This design comes from an exercise in tuning for small area on the open sky130 flow, not from production work. Only simulation tests tie the RTL to the original design; equivalence was not proved. Some runs may be left out. An edit can pass the tests and still lose a function that they never use. Power figures rest on the tool's default switching activity, not on a simulated workload.

==> design/flow/design.v <==
module frequency_diver (clk_100Mhz,rst,tick_1khz,tick_1hz);
    parameter DIV_FAST = 20'd0;    
    parameter DIV_SLOW = 10'd4;    
    input clk_100Mhz;
    input rst;
    output tick_1khz,tick_1hz;
    reg [20:0] count_temp1,count_temp2;
    reg clk_1khz,clk_1hz;
    assign tick_1khz = (count_temp1 == DIV_FAST) && !clk_1khz;
    assign tick_1hz  = tick_1khz && (count_temp2 == DIV_SLOW) && !clk_1hz;
    always @(posedge clk_100Mhz)
    begin
        if (rst)
        begin
            clk_1khz <= 0; clk_1hz <= 0; count_temp1 <= 0; count_temp2 <= 0;
        end
        else
        begin
            count_temp1 <= count_temp1 + 1;
            if (count_temp1 == DIV_FAST)
            begin
                clk_1khz <= ~clk_1khz;
                count_temp1 <= 0;
            end
            if (tick_1khz)
            begin
                count_temp2 <= count_temp2 + 1;
                if (count_temp2 == DIV_SLOW)
                begin
                    clk_1hz <= ~clk_1hz;
                    count_temp2 <= 0;
                end
            end
        end
    end
endmodule
module time_change (clk_100Mhz,rst,tick_1hz,count,mode,led1,hour_change,minute_change,alarm_en,count_alarm);
    input clk_100Mhz,rst,tick_1hz,mode,hour_change,minute_change,alarm_en;
    output led1;
    output [20:0] count;
    output [20:0] count_alarm;
    reg led1;
    reg [20:0] count;
    reg [20:0] count_alarm;
    always @(posedge clk_100Mhz)
    begin
        if (rst)
        begin
            count <= 0; count_alarm <= 0;
        end
        else if (tick_1hz)
        case (alarm_en)
            1'b0:  
            begin
                case ({hour_change,minute_change})
                    2'b00:  
                        if (count < 20'd86400) count <= count+1;
                        else count <= 0;
                    2'b01:  
                        if(count < 20'd86400) count <= count + 6'd60;
                        else count <= count - 20'd86340;
                    2'b10:  
                        if(count < 20'd82800) count <= count + 12'd3600;
                        else count <= count - 20'd82800;
                    2'b11:  
                        count <= count;
                endcase
            end
            1'b1:  
            begin
                case ({hour_change,minute_change})
                    2'b00:
                        if (count_alarm < 20'd86400) count_alarm <= count_alarm+1;
                        else count_alarm <= 0;
                    2'b01:
                        if(count_alarm < 20'd86400) count_alarm <= count_alarm + 6'd60;
                        else count_alarm <= count_alarm - 20'd86340;
                    2'b10:
                        if(count_alarm < 20'd82800) count_alarm <= count_alarm + 12'd3600;
                        else count_alarm <= count_alarm - 20'd82800;
                    2'b11:
                        count_alarm <= count_alarm;
                endcase
            end
        endcase
    end
    always @(posedge clk_100Mhz)
    begin
        if (rst) led1 <= 0;
        else if (tick_1hz)
        begin
            if (mode==1 && count>=20'd43200) led1<=1;
            else led1<=0;
        end
    end
endmodule
module get_current_time (count,mode,hour1,hour0,min1,min0,sec1,sec0,alarm_en,count_alarm);
    input [20:0] count;
    input [20:0] count_alarm;
    input mode;
    input alarm_en;
    output [3:0] hour1,hour0,min1,min0,sec1,sec0;
    reg [3:0] hour1,hour0,min1,min0,sec1,sec0;
    reg [20:0] count_12;
    always @(*)
    begin
        if (alarm_en==1) count_12 = count_alarm;
        else if(mode==1) count_12 = count %20'd43200;
        else count_12 = count;
    end
    always @(*)
    begin
        sec0 = count_12%60%10;
        sec1 = count_12%60/10;
        min0 = count_12/60%60%10;
        min1 = count_12/60%60/10;
        hour0 = count_12/3600%10;
        hour1 = count_12/3600/10;
    end
endmodule
module get_number (temp,numbers);
    input [3:0] temp;
    output [7:0] numbers;
    reg [7:0] number_s;
    assign numbers = number_s;
    always @(*)
        case(temp)
            4'd0: number_s = 8'b00000011;
            4'd1: number_s = 8'b10011111;
            4'd2: number_s = 8'b00100101;
            4'd3: number_s = 8'b00001101;
            4'd4: number_s = 8'b10011001;
            4'd5: number_s = 8'b01001001;
            4'd6: number_s = 8'b01000001;
            4'd7: number_s = 8'b00011111;
            4'd8: number_s = 8'b00000001;
            4'd9: number_s = 8'b00011001;
            default: number_s = 8'b11111111;
        endcase
endmodule
module zhengdian(clk_100Mhz, rst, tick_1hz, count, led2);
    input clk_100Mhz, rst, tick_1hz;
    input[20:0] count;
    output led2;
    reg led2;
    reg[4:0] clock_number;
    always@(posedge clk_100Mhz)
    if (rst)
        begin
            clock_number <= 0; led2 <= 0;
        end
    else if (tick_1hz)
        begin
            if(clock_number == 0)
                case(count)
                    17'd3598:  clock_number <= 2;
                    17'd7196:  clock_number <= 4;
                    17'd10794: clock_number <= 6;
                    17'd14392: clock_number <= 8;
                    17'd17990: clock_number <= 10;
                    17'd21588: clock_number <= 12;
                    17'd25186: clock_number <= 14;
                    17'd28784: clock_number <= 16;
                    17'd32382: clock_number <= 18;
                    17'd35980: clock_number <= 20;
                    17'd39578: clock_number <= 22;
                endcase
            else
                begin
                    led2 <= ~led2;
                    clock_number <= clock_number - 1;
                end
        end
endmodule
module alarm (clk_100Mhz,rst,tick_1hz,count,count_alarm,led3);
    input clk_100Mhz,rst,tick_1hz;
    input [20:0] count;
    input [20:0] count_alarm;
    output led3;
    reg led3;
    reg [5:0] count_led3;
    always @(posedge clk_100Mhz)
    begin
        if (rst)
        begin
            led3 <= 0; count_led3 <= 0;
        end
        else if (tick_1hz)
        begin
            if (count+2==count_alarm)  count_led3 <= 60;
            if (count_led3>0)
            begin
                led3 <= ~led3;
                count_led3 <= count_led3 - 1;
            end
        end
    end
endmodule
module clock (clk_100Mhz,rst,minute_change,hour_change,mode,select,number,led1,led2,alarm_en,led3);
    input clk_100Mhz;  
    input rst;         
    input minute_change,hour_change,mode;
    input alarm_en;
    output [7:0] select,number;
    output led1,led2,led3;
    wire [20:0] count;
    wire [20:0] count_alarm;
    wire led1;
    wire led2;
    wire led3;
    wire tick_1khz,tick_1hz;
    reg [7:0] select;
    reg [7:0] number;
    wire [3:0] hour1,hour0,min1,min0,sec1,sec0;
    frequency_diver fre(clk_100Mhz,rst,tick_1khz,tick_1hz);
    time_change change(clk_100Mhz,rst,tick_1hz,count,mode,led1,hour_change,minute_change,alarm_en,count_alarm);
    get_current_time get(count,mode,hour1,hour0,min1,min0,sec1,sec0,alarm_en,count_alarm);
    wire [7:0] number0,number1,number2,number3,number4,number5;
    get_number s0(sec0,number0);
    get_number s1(sec1,number1);
    get_number m0(min0,number2);
    get_number m1(min1,number3);
    get_number h0(hour0,number4);
    get_number h1(hour1,number5);
    reg [2:0] flag;
    always @(posedge clk_100Mhz)
        if (rst) flag <= 0;
        else if (tick_1khz) flag <= flag+1;
    always @(*)
    begin
        case (flag)
            3'd0: begin select = 8'b1111_1110; number = number0; end
            3'd1: begin select = 8'b1111_1101; number = number1; end
            3'd2: begin select = 8'b1111_1011; number = number2; end
            3'd3: begin select = 8'b1111_0111; number = number3; end
            3'd4: begin select = 8'b1110_1111; number = number4; end
            3'd5: begin select = 8'b1101_1111; number = number5; end
            3'd6: begin select = 8'b1011_1111; number = 8'b1111_1111; end
            default: begin select = 8'b0111_1111; number = 8'b1111_1111; end
        endcase
    end
    zhengdian shan(clk_100Mhz, rst, tick_1hz, count, led2);
    alarm zhong(clk_100Mhz,rst,tick_1hz,count,count_alarm,led3);
endmodule
==> design/flow/run.sh <==
#!/bin/bash
# synth_recipe.tcl (not shown) runs the flow's synth.tcl, then flattens the netlist and writes it again
# the make line also repeats each setting of config.mk as NAME=value (left out here)
make -C /OpenROAD-flow-scripts/flow DESIGN_CONFIG=/design/flow/config.mk WORK_HOME=/design/flow/orfs CLKGATE_MAP_FILE= SYNTH_SCRIPT=/design/flow/synth_recipe.tcl finish
==> design/flow/config.mk <==
export PLATFORM = sky130hd
export DESIGN_NAME = clock
export DESIGN_NICKNAME = clock
export VERILOG_FILES = /design/flow/design.v
export SDC_FILE = /design/flow/constraint.sdc
export NUM_CORES = 4
export LEC_CHECK = 0
export CAP_MARGIN = 20
export CORE_MARGIN = 2
export CORE_UTILIZATION = 40
export SLEW_MARGIN = 20
==> design/flow/constraint.sdc <==
create_clock -name core_clock -period 30.0 [get_ports {clk_100Mhz}]
set_input_delay 6.0000 -clock core_clock [delete_from_list [all_inputs] [get_ports {clk_100Mhz}]]
set_output_delay 6.0000 -clock core_clock [all_outputs]
set_load 0.01 [all_outputs]
==> results.py, run 1 <==
metrics = {
    "timing": {
        "fin_crit_sh": 0.916,
        "worst_slew_pin_slew_ps": 1000,
    },
    "grt": {
        "grt_max_degree": 64,
        "antenna_found_initial": 0,
        "grt_use_total": 0.247,
    },
    "yosys": {
        "synth_area_per_cell_um2": 7.01,
        "synth_seq_cells": 103,
        "synth_mux_area_frac": 0.0393,
        "synthTopCellsByArea": "dfxtp_1 (9.7%), xnor2_1 (5.6%), ha_1 (5.6%), nor2_1 (5.5%), nand2_1 (5.1%)",
    },
    "finish": {
        "synthToLayoutAreaGrowth_pct": 3.13,
        "final_area_um2": 21900,
        "layout-drive-gt1-share": 0.0859,
    },
    "power_and_ir_drop": {
        "power.internal_uw": 344,
        "peakVddDrop_v": 0.0000348,
        "swShare": 0.476,
        "combinationalPowerShare": 0.590,
    },
    "die": {
        "die_w_um": 235,
        "boundaryPins": 25,
    },
    "clock_tree": {
        "cts_tree": "yes",
        "cts.repair.resized": 0,
        "cts_buffers": 9,
    },
    "setup_path": {
        "rr_startpoint": "change.count[12]$_SDFFE_PP0P_",
    },
    "routing": {
        "avgRoutedWirePerCell_um": 19.9,
        "firstDrtPassIters": 6,
    },
    "placement": {
        "dp.cells": 3604,
    },
    "status": {
        "outcome": "finished clean",
    },
}
[run 1: routing by layer]
| layer | GRT usage | wire, um | vias up |
|---|---|---|---|
| met5 | 0 | 0 | - |
| li1 | - | - | 11200 |
| met3 | 0.0182 | 4520 | 122 |
| met1 | 0.359 | 34000 | 11200 |
| met4 | 0.0619 | 1630 | 0 |
| met2 | 0.392 | 31800 | 902 |
[run 1: power groups by stage]
stage	Combinational, mW	Sequential [mW]	Clock, mW
2_1_floorplan	0.299	0.142	0
3_5_place_dp	0.377	0.143	0
3_3_place_gp	0.370	0.143	0
5_1_grt	0.428	0.140	0.136
6_report	0.387	0.140	0.129
4_1_cts	0.380	0.140	0.131
[run 1: critical path: cells and delay by family (launching register included)]
family	cells	cell delay [ps]
flops	1	820
simple gates	18	5050
compound gates	33	10690
buf+inv	5	1430
mux	5	2250
fa+ha+maj	2	800
[run 1: final cells by class]
class,count,area [um2]
Sequential cell,103,2060
Inverter,89,339
Fill cell,5542,30600
Multi-Input combinational cell,2668,17900
Clock inverter,7,93.8
Tap cell,688,861
Timing Repair Buffer,57,475
Clock buffer,9,225
[run 1: worst min-delay path by stage]
stage | start | to | cells after the start
after floorplan | fre.count_temp1[0]$_SDFF_PP0_ | fre.count_temp1[0]$_SDFF_PP0_ | 1
after global placement | fre.count_temp1[0]$_SDFF_PP0_ | fre.count_temp1[0]$_SDFF_PP0_ | 1
after detailed placement | fre.count_temp1[0]$_SDFF_PP0_ | fre.count_temp1[0]$_SDFF_PP0_ | 1
after CTS | fre.clk_1hz$_SDFFE_PP0P_ | fre.clk_1hz$_SDFFE_PP0P_ | 2
after global routing | fre.count_temp1[0]$_SDFF_PP0_ | fre.count_temp1[0]$_SDFF_PP0_ | 1
final | fre.clk_1hz$_SDFFE_PP0P_ | fre.clk_1hz$_SDFFE_PP0P_ | 2
[run 1: registers in the layout, summed over array words and instances (netlist names)]
signal              flops
change.count           21
change.count_alarm     21
change.led1             1
flag                    3
fre.clk_1hz             1
fre.clk_1khz            1
fre.count_temp1        21
fre.count_temp2        21
shan.clock_number       5
shan.led2               1
zhong.count_led3        6
zhong.led3              1
Figure 1. Logic cells by family (run 1).
Bar = 50 um.
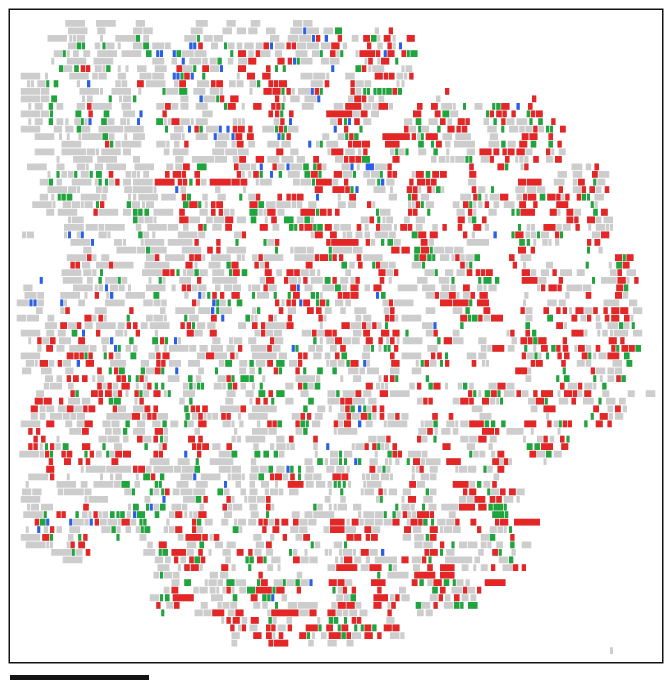
| colour | family | cells | most used |
|---|---|---|---|
| blue | inv cells | 89 | inv_1 |
| red | aoi and oai cells | 859 | a21oi_1 |
| green | nand cells | 492 | nand2_1 |

Figure 2. Where the registers sit (run 1).
Other sequential cells in the stronger grey, the rest of the logic in the fainter grey.
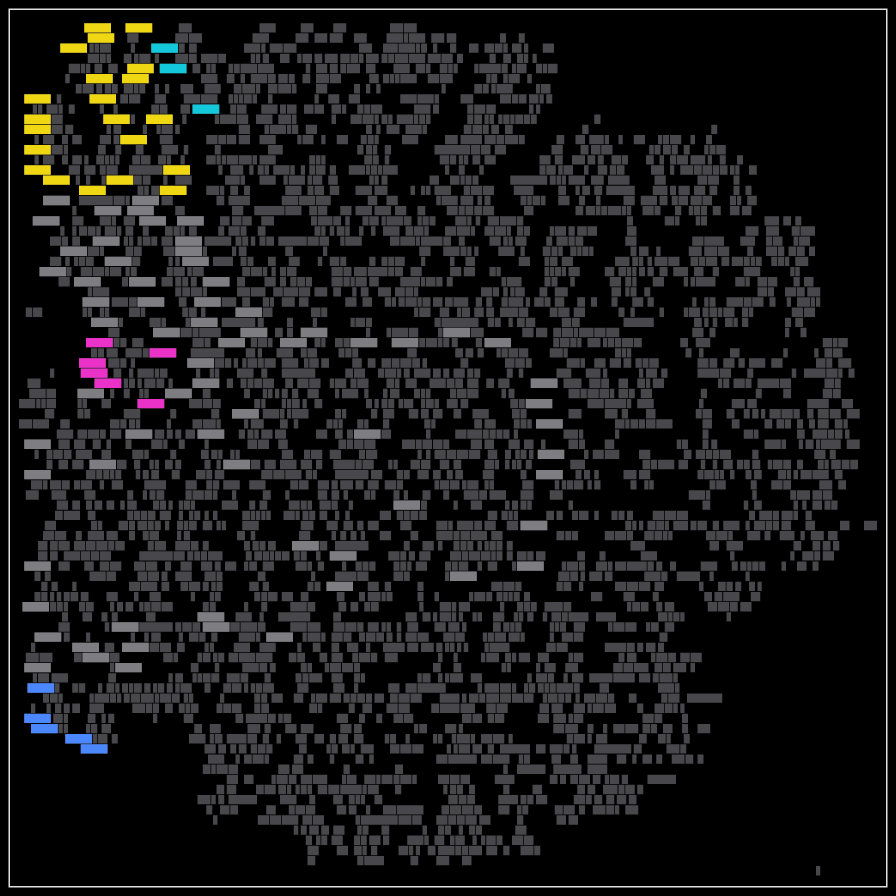
| colour | netlist name | placed flops |
|---|---|---|
| magenta | `zhong.count_led3` | 6 |
| cyan | `flag` | 3 |
| yellow | `fre.count_temp2` | 21 |
| blue | `shan.clock_number` | 5 |
Layout Utilization: 0.418
register area: 2060 um2

Figure 3. Drive-strength map (run 1).
Bar = 50 um.
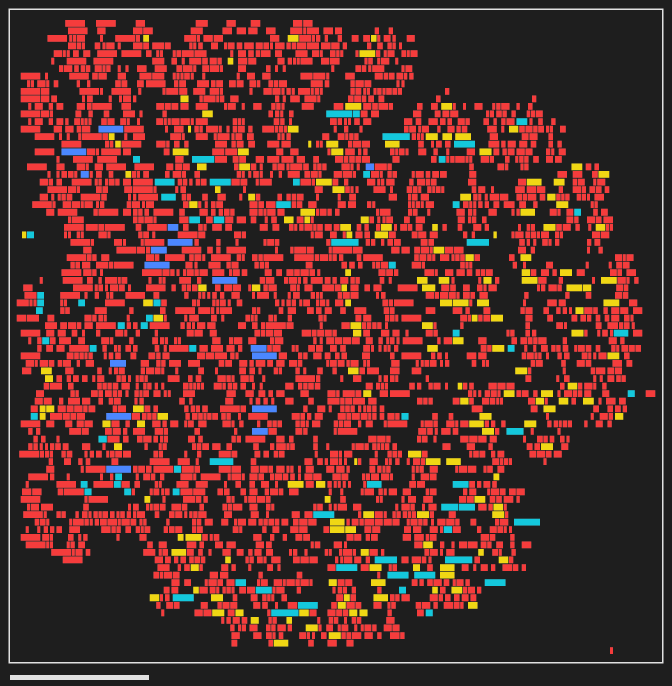
| colour | size | cells | share | most used |
|---|---|---|---|---|
| cyan | _3 and _4 cells | 69 | 2.4% | buf_4 |
| yellow | _2 cells | 167 | 5.7% | mux2_2 |
| red | _0 and _1 cells | 2681 | 91% | nor2_1 |
| blue | _6 and larger | 16 | 0.55% | clkbuf_16 |
PnR worst setup slack: 2520 ps
Non-CTS buffers: 57

Figure 4. The routed nets (run 1).
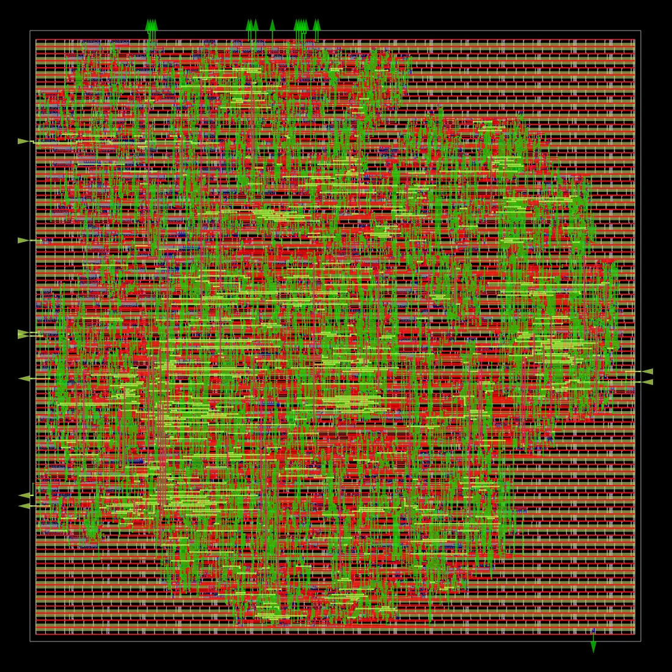

==> run 2: a larger rewrite; changed files in full <==
==> design/flow/design.v <==
module clock (clk_100Mhz,rst,minute_change,hour_change,mode,select,number,led1,led2,alarm_en,led3);
    input clk_100Mhz;
    input rst;
    input minute_change,hour_change,mode;
    input alarm_en;
    output [7:0] select,number;
    output led1,led2,led3;
    reg [3:0] c;
    reg [2:0] q;            
    wire [2:0] F = c[3:1];
    wire tick_s = c[0];
    wire tick = c[0] & ~c[1] & q[2];
    always @(posedge clk_100Mhz)
        if (rst) begin c <= 4'd1; q <= 3'd0; end
        else begin
            c <= c + 4'd1;
            if (tick_s) q <= q[2] ? 3'd0 : q + 3'd1;
        end
    reg [4:0] th, ah;
    reg [5:0] tm, ts, am, as;
    wire [4:0] xh = alarm_en ? ah : th;
    wire [5:0] xm = alarm_en ? am : tm;
    wire [5:0] xs = alarm_en ? as : ts;
    wire h24 = xh[4] & xh[3];
    wire s59 = xs == 6'd59;
    wire m59 = xm == 6'd59;
    reg [4:0] nh; reg [5:0] nm, ns;
    always @(*) begin
        nh = xh; nm = xm; ns = xs;
        case ({hour_change,minute_change})
            2'b00:
                if (h24) begin nh = 0; nm = 0; ns = 0; end
                else begin
                    ns = s59 ? 6'd0 : xs + 6'd1;
                    if (s59) begin
                        nm = m59 ? 6'd0 : xm + 6'd1;
                        if (m59) nh = xh + 5'd1;
                    end
                end
            2'b01:
                if (h24) begin nh = 0; nm = 6'd1; end
                else begin
                    nm = m59 ? 6'd0 : xm + 6'd1;
                    if (m59) nh = xh + 5'd1;
                end
            2'b10:
                if (h24) nh = 5'd1;
                else if (xh == 5'd23) nh = 5'd0;
                else nh = xh + 5'd1;
            default: ;
        endcase
    end
    reg [4:0] cc;
    wire chime = (tm == 6'd59) && (th <= 5'd10) && (ts == 6'd58 - {th, 1'b0});
    wire cs = ts >= 6'd58;
    wire [5:0] s2 = cs ? ts - 6'd58 : ts + 6'd2;
    wire cm = cs & (tm == 6'd59);
    wire [5:0] m2 = cs ? (cm ? 6'd0 : tm + 6'd1) : tm;
    wire [4:0] h2 = th + {4'd0, cm};
    wire amatch = (as == s2) && (am == m2) && (ah == h2);
    reg [5:0] dd;
    reg l1;
    always @(posedge clk_100Mhz)
        if (rst) begin
            th <= 0; tm <= 0; ts <= 0; ah <= 0; am <= 0; as <= 0;
            cc <= 0; dd <= 0; l1 <= 0;
        end else if (tick) begin
            if (alarm_en) begin ah <= nh; am <= nm; as <= ns; end
            else begin th <= nh; tm <= nm; ts <= ns; end
            l1 <= mode & (th >= 5'd12);
            if (cc == 0) begin
                if (chime) cc <= {th + 5'd1, 1'b0};
            end else cc <= cc - 5'd1;
            if (dd != 0) dd <= dd - 6'd1;
            else if (amatch) dd <= 6'd60;
        end
    assign led1 = l1;
    assign led2 = cc[0];
    assign led3 = dd[0];
    wire [4:0] hv = (mode & ~alarm_en) ? (xh >= 5'd24 ? xh - 5'd24 : xh >= 5'd12 ? xh - 5'd12 : xh) : xh;
    reg [5:0] val;
    always @(*)
        case (F[2:1])
            2'd0: val = xs;
            2'd1: val = xm;
            default: val = {1'b0, hv};
        endcase
    reg [6:0] bcd;
    always @(*)
        case (val)
            6'd0: bcd = 7'h00;
            6'd1: bcd = 7'h01;
            6'd2: bcd = 7'h02;
            6'd3: bcd = 7'h03;
            6'd4: bcd = 7'h04;
            6'd5: bcd = 7'h05;
            6'd6: bcd = 7'h06;
            6'd7: bcd = 7'h07;
            6'd8: bcd = 7'h08;
            6'd9: bcd = 7'h09;
            6'd10: bcd = 7'h10;
            6'd11: bcd = 7'h11;
            6'd12: bcd = 7'h12;
            6'd13: bcd = 7'h13;
            6'd14: bcd = 7'h14;
            6'd15: bcd = 7'h15;
            6'd16: bcd = 7'h16;
            6'd17: bcd = 7'h17;
            6'd18: bcd = 7'h18;
            6'd19: bcd = 7'h19;
            6'd20: bcd = 7'h20;
            6'd21: bcd = 7'h21;
            6'd22: bcd = 7'h22;
            6'd23: bcd = 7'h23;
            6'd24: bcd = 7'h24;
            6'd25: bcd = 7'h25;
            6'd26: bcd = 7'h26;
            6'd27: bcd = 7'h27;
            6'd28: bcd = 7'h28;
            6'd29: bcd = 7'h29;
            6'd30: bcd = 7'h30;
            6'd31: bcd = 7'h31;
            6'd32: bcd = 7'h32;
            6'd33: bcd = 7'h33;
            6'd34: bcd = 7'h34;
            6'd35: bcd = 7'h35;
            6'd36: bcd = 7'h36;
            6'd37: bcd = 7'h37;
            6'd38: bcd = 7'h38;
            6'd39: bcd = 7'h39;
            6'd40: bcd = 7'h40;
            6'd41: bcd = 7'h41;
            6'd42: bcd = 7'h42;
            6'd43: bcd = 7'h43;
            6'd44: bcd = 7'h44;
            6'd45: bcd = 7'h45;
            6'd46: bcd = 7'h46;
            6'd47: bcd = 7'h47;
            6'd48: bcd = 7'h48;
            6'd49: bcd = 7'h49;
            6'd50: bcd = 7'h50;
            6'd51: bcd = 7'h51;
            6'd52: bcd = 7'h52;
            6'd53: bcd = 7'h53;
            6'd54: bcd = 7'h54;
            6'd55: bcd = 7'h55;
            6'd56: bcd = 7'h56;
            6'd57: bcd = 7'h57;
            6'd58: bcd = 7'h58;
            6'd59: bcd = 7'h59;
            default: bcd = 7'bxxxxxxx;
        endcase
    wire [3:0] dig = F[0] ? {1'b0, bcd[6:4]} : bcd[3:0];
    reg [6:0] seg;
    always @(*)
        case (dig)
            4'd0: seg = 7'b0000001;
            4'd1: seg = 7'b1001111;
            4'd2: seg = 7'b0010010;
            4'd3: seg = 7'b0000110;
            4'd4: seg = 7'b1001100;
            4'd5: seg = 7'b0100100;
            4'd6: seg = 7'b0100000;
            4'd7: seg = 7'b0001111;
            4'd8: seg = 7'b0000000;
            default: seg = 7'b0001100;
        endcase
    assign number = (F[2] & F[1]) ? 8'hFF : {seg, 1'b1};
    assign select = ~(8'd1 << F);
endmodule
Figure 5. The routed nets (run 2).
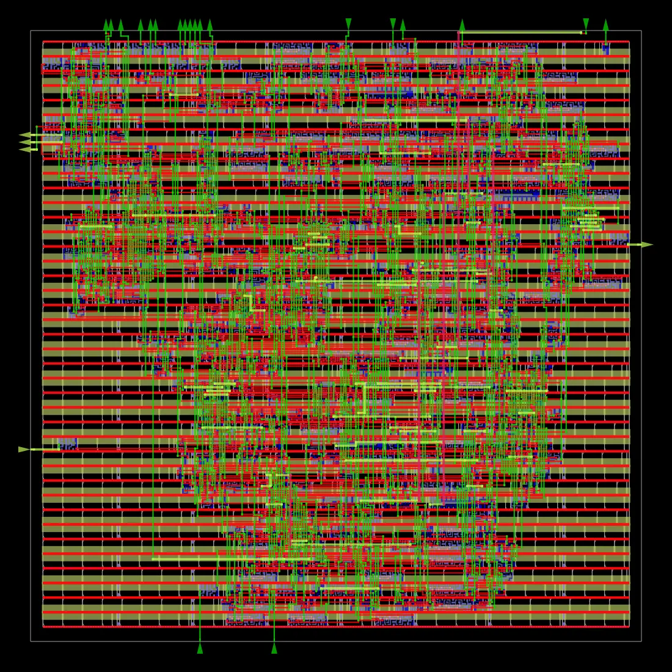
WL met3: 499 um
WL final: 13.2 mm
detailed-route wire length per cell: 16.6 um
Max Used Layer: met4
Met1 Wirelength: 6.19 mm

==> run 2 against run 1 <==
Critical path type is now primary input to primary output. Setup slack improved by 10000 ps. Hold slack improved by 31 ps. Sequential power is 47% lower.
==> results.py, run 2 <==
metrics = {
    "power_and_ir_drop": {
        "leakage_nw": 1.97,
        "swShare": 0.293,
        "combinationalPowerShare": 0.214,
        "power.internal_uw": 118,
        "peakVddDrop_v": 0.0000193,
    },
    "finish": {
        "register_area_um2": 1060,
        "multiInputGateArea_um2": 3430,
        "final_common_cell": "nor2_1",
        "layout-drive-gt1-share": 0.0479,
        "utilization": 0.439,
        "synthToLayoutAreaGrowth_pct": 8.44,
        "layout_common_cells": "nor2_1 (85), dfxtp_1 (53), nand2_1 (52)",
        "n_fill_cell": 1218,
    },
    "clock_tree": {
        "cts.repair.resized": 0,
        "cts_buffers": 5,
        "cts_tree": "yes",
    },
    "yosys": {
        "synth_area_per_cell_um2": 7.36,
        "synthTopCellsByArea": "dfxtp_1 (22%), ha_1 (8.9%), nor2_1 (6.6%), a211oi_1 (5.0%), a21oi_1 (4.8%)",
        "ys_seq_area_frac": 0.221,
        "synth.largest_area_cell": "dfxtp_1",
        "netlist_instances": 653,
        "synth_seq_cells": 53,
    },
    "timing": {
        "fin_crit_sh": 0.581,
        "whs_ps": 491,
        "skew_ps": 5.10,
        "drv_slew": 0,
        "worst_slew_pin_slew_ps": 988,
        "rsz0062_at_grt": "false",
    },
    "routing": {
        "drt_iter0_markers": 333,
        "firstDrtPassIters": 5,
        "dr_total_vias": 4740,
        "post-route-drc-count": 0,
    },
    "grt": {
        "grt_max_degree": 55,
        "grt_use_total": 0.204,
        "antenna_found_initial": 0,
    },
    "setup_path": {
        "rr_startpoint": "ts[1]$_SDFFE_PP0P_",
        "cp_num_buf_inv": 7,
        "path_delay_family": "buffers and inverters",
        "crit_cells": 22,
    },
    "die": {
        "die_w_um": 114,
        "boundaryPins": 25,
    },
    "min_path": {
        "holdPathStages": 1,
    },
    "status": {
        "outcome": "finished clean",
    },
}
Figure 6. Drive-strength map (run 2).
Bar = 20 um.
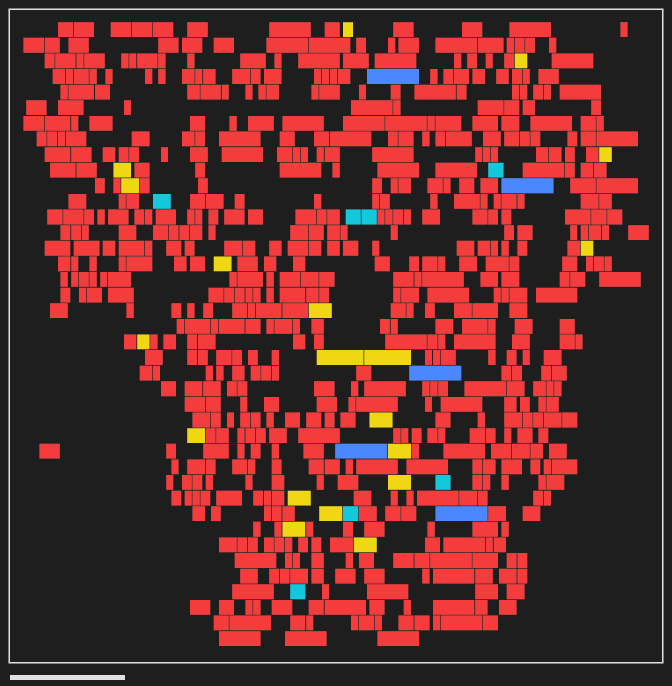
final instance area: 5210 um2
PnR worst setup slack: 12570 ps

[run 2: cell type report]
type / instances / share of cell area
Clock inverter: 3 / 0.00432
Inverter: 37 / 0.0267
Tap cell: 147 / 0.0353
Clock buffer: 5 / 0.0240
Multi-Input combinational cell: 523 / 0.658
Sequential cell: 53 / 0.204
Timing Repair Buffer: 26 / 0.0476
[run 2: cell families (layout without fill, tap and decap cells)]
logic type / Yosys count / count (layout) / synth area share
AOI/OAI and AO/OA: 194 / 194 / 0.271
xor gates and xnor gates: 28 / 28 / 0.0511
adders and majority gates: 34 / 34 / 0.0886
buffers and inverters: 77 / 71 / 0.0659
DFF: 53 / 53 / 0.221
muxes: 29 / 29 / 0.0680
other: 1 / 1 / 0.000781
and+or+nand+nor: 237 / 237 / 0.234
[run 2: stage by stage]
step	setup WS, ps	power, mW	std cells
final	12570	0.168	794
after detailed placement	12500	0.112	786
after CTS	12530	0.169	794
after global placement	12640	0.111	786
after global routing	12260	0.175	794
after floorplan	13990	0.0990	653
[run 2: power groups by stage]
stage               combinational, mW  sequential [mW]  clock, mW
floorplan                      0.0250           0.0740          0
global placement               0.0350           0.0759          0
detailed placement             0.0358           0.0760          0
CTS                            0.0360           0.0743     0.0590
global route                   0.0393           0.0745     0.0612
finish                         0.0359           0.0743     0.0575
[run 2: routing by layer]
| metal | vias up | routed length, um | global-route usage |
|---|---|---|---|
| met5 | - | 0 | 0 |
| met1 | 2253 | 6190 | 0.268 |
| met2 | 115 | 6270 | 0.349 |
| li1 | 2356 | - | - |
| met3 | 16 | 499 | 0.0239 |
| met4 | 0 | 217 | 0.0667 |
[run 2: how the worst min path moves through the flow]
stage	start	to	slack, ps
6_report	c[0]$_SDFF_PP1_	c[0]$_SDFF_PP1_	490
3_5_place_dp	c[0]$_SDFF_PP1_	c[0]$_SDFF_PP1_	470
4_1_cts	c[0]$_SDFF_PP1_	c[0]$_SDFF_PP1_	490
3_3_place_gp	c[0]$_SDFF_PP1_	c[0]$_SDFF_PP1_	460
5_1_grt	c[0]$_SDFF_PP1_	c[0]$_SDFF_PP1_	510
2_1_floorplan	c[0]$_SDFF_PP1_	c[0]$_SDFF_PP1_	430

==> separate check: timing with driven ports <==
How much do the figures lean on ideal ports? The routed layouts below were timed once more, with nothing changed but the port constraints.
Step 1, drivers: a clkbuf_16 drives clk_100Mhz and a buf_2 each remaining input, both assumed.
Step 2 moves the port delays by t, midway between the first and last clock arrival at a register: inputs arrive t later, outputs are due t later. That takes back most of the time a late clock gives input paths.
Three values: ideal, step 1, step 2; two values: the first two.
run | shift t [ns] | slack for setup (ns) | latest minus earliest clock arrival (ns)
run 1 | 0.418 | 2.520 / 2.473 / 2.891 | 0.011 / 0.011
run 2 | 0.332 | 12.570 / 12.544 / 12.544 | 0.006 / 0.005
After both steps setup and hold are still met in every run listed. For run 2, which loses most, drivers alone change the setup slack by -0.026 ns; drivers and shift together by -0.026 ns.
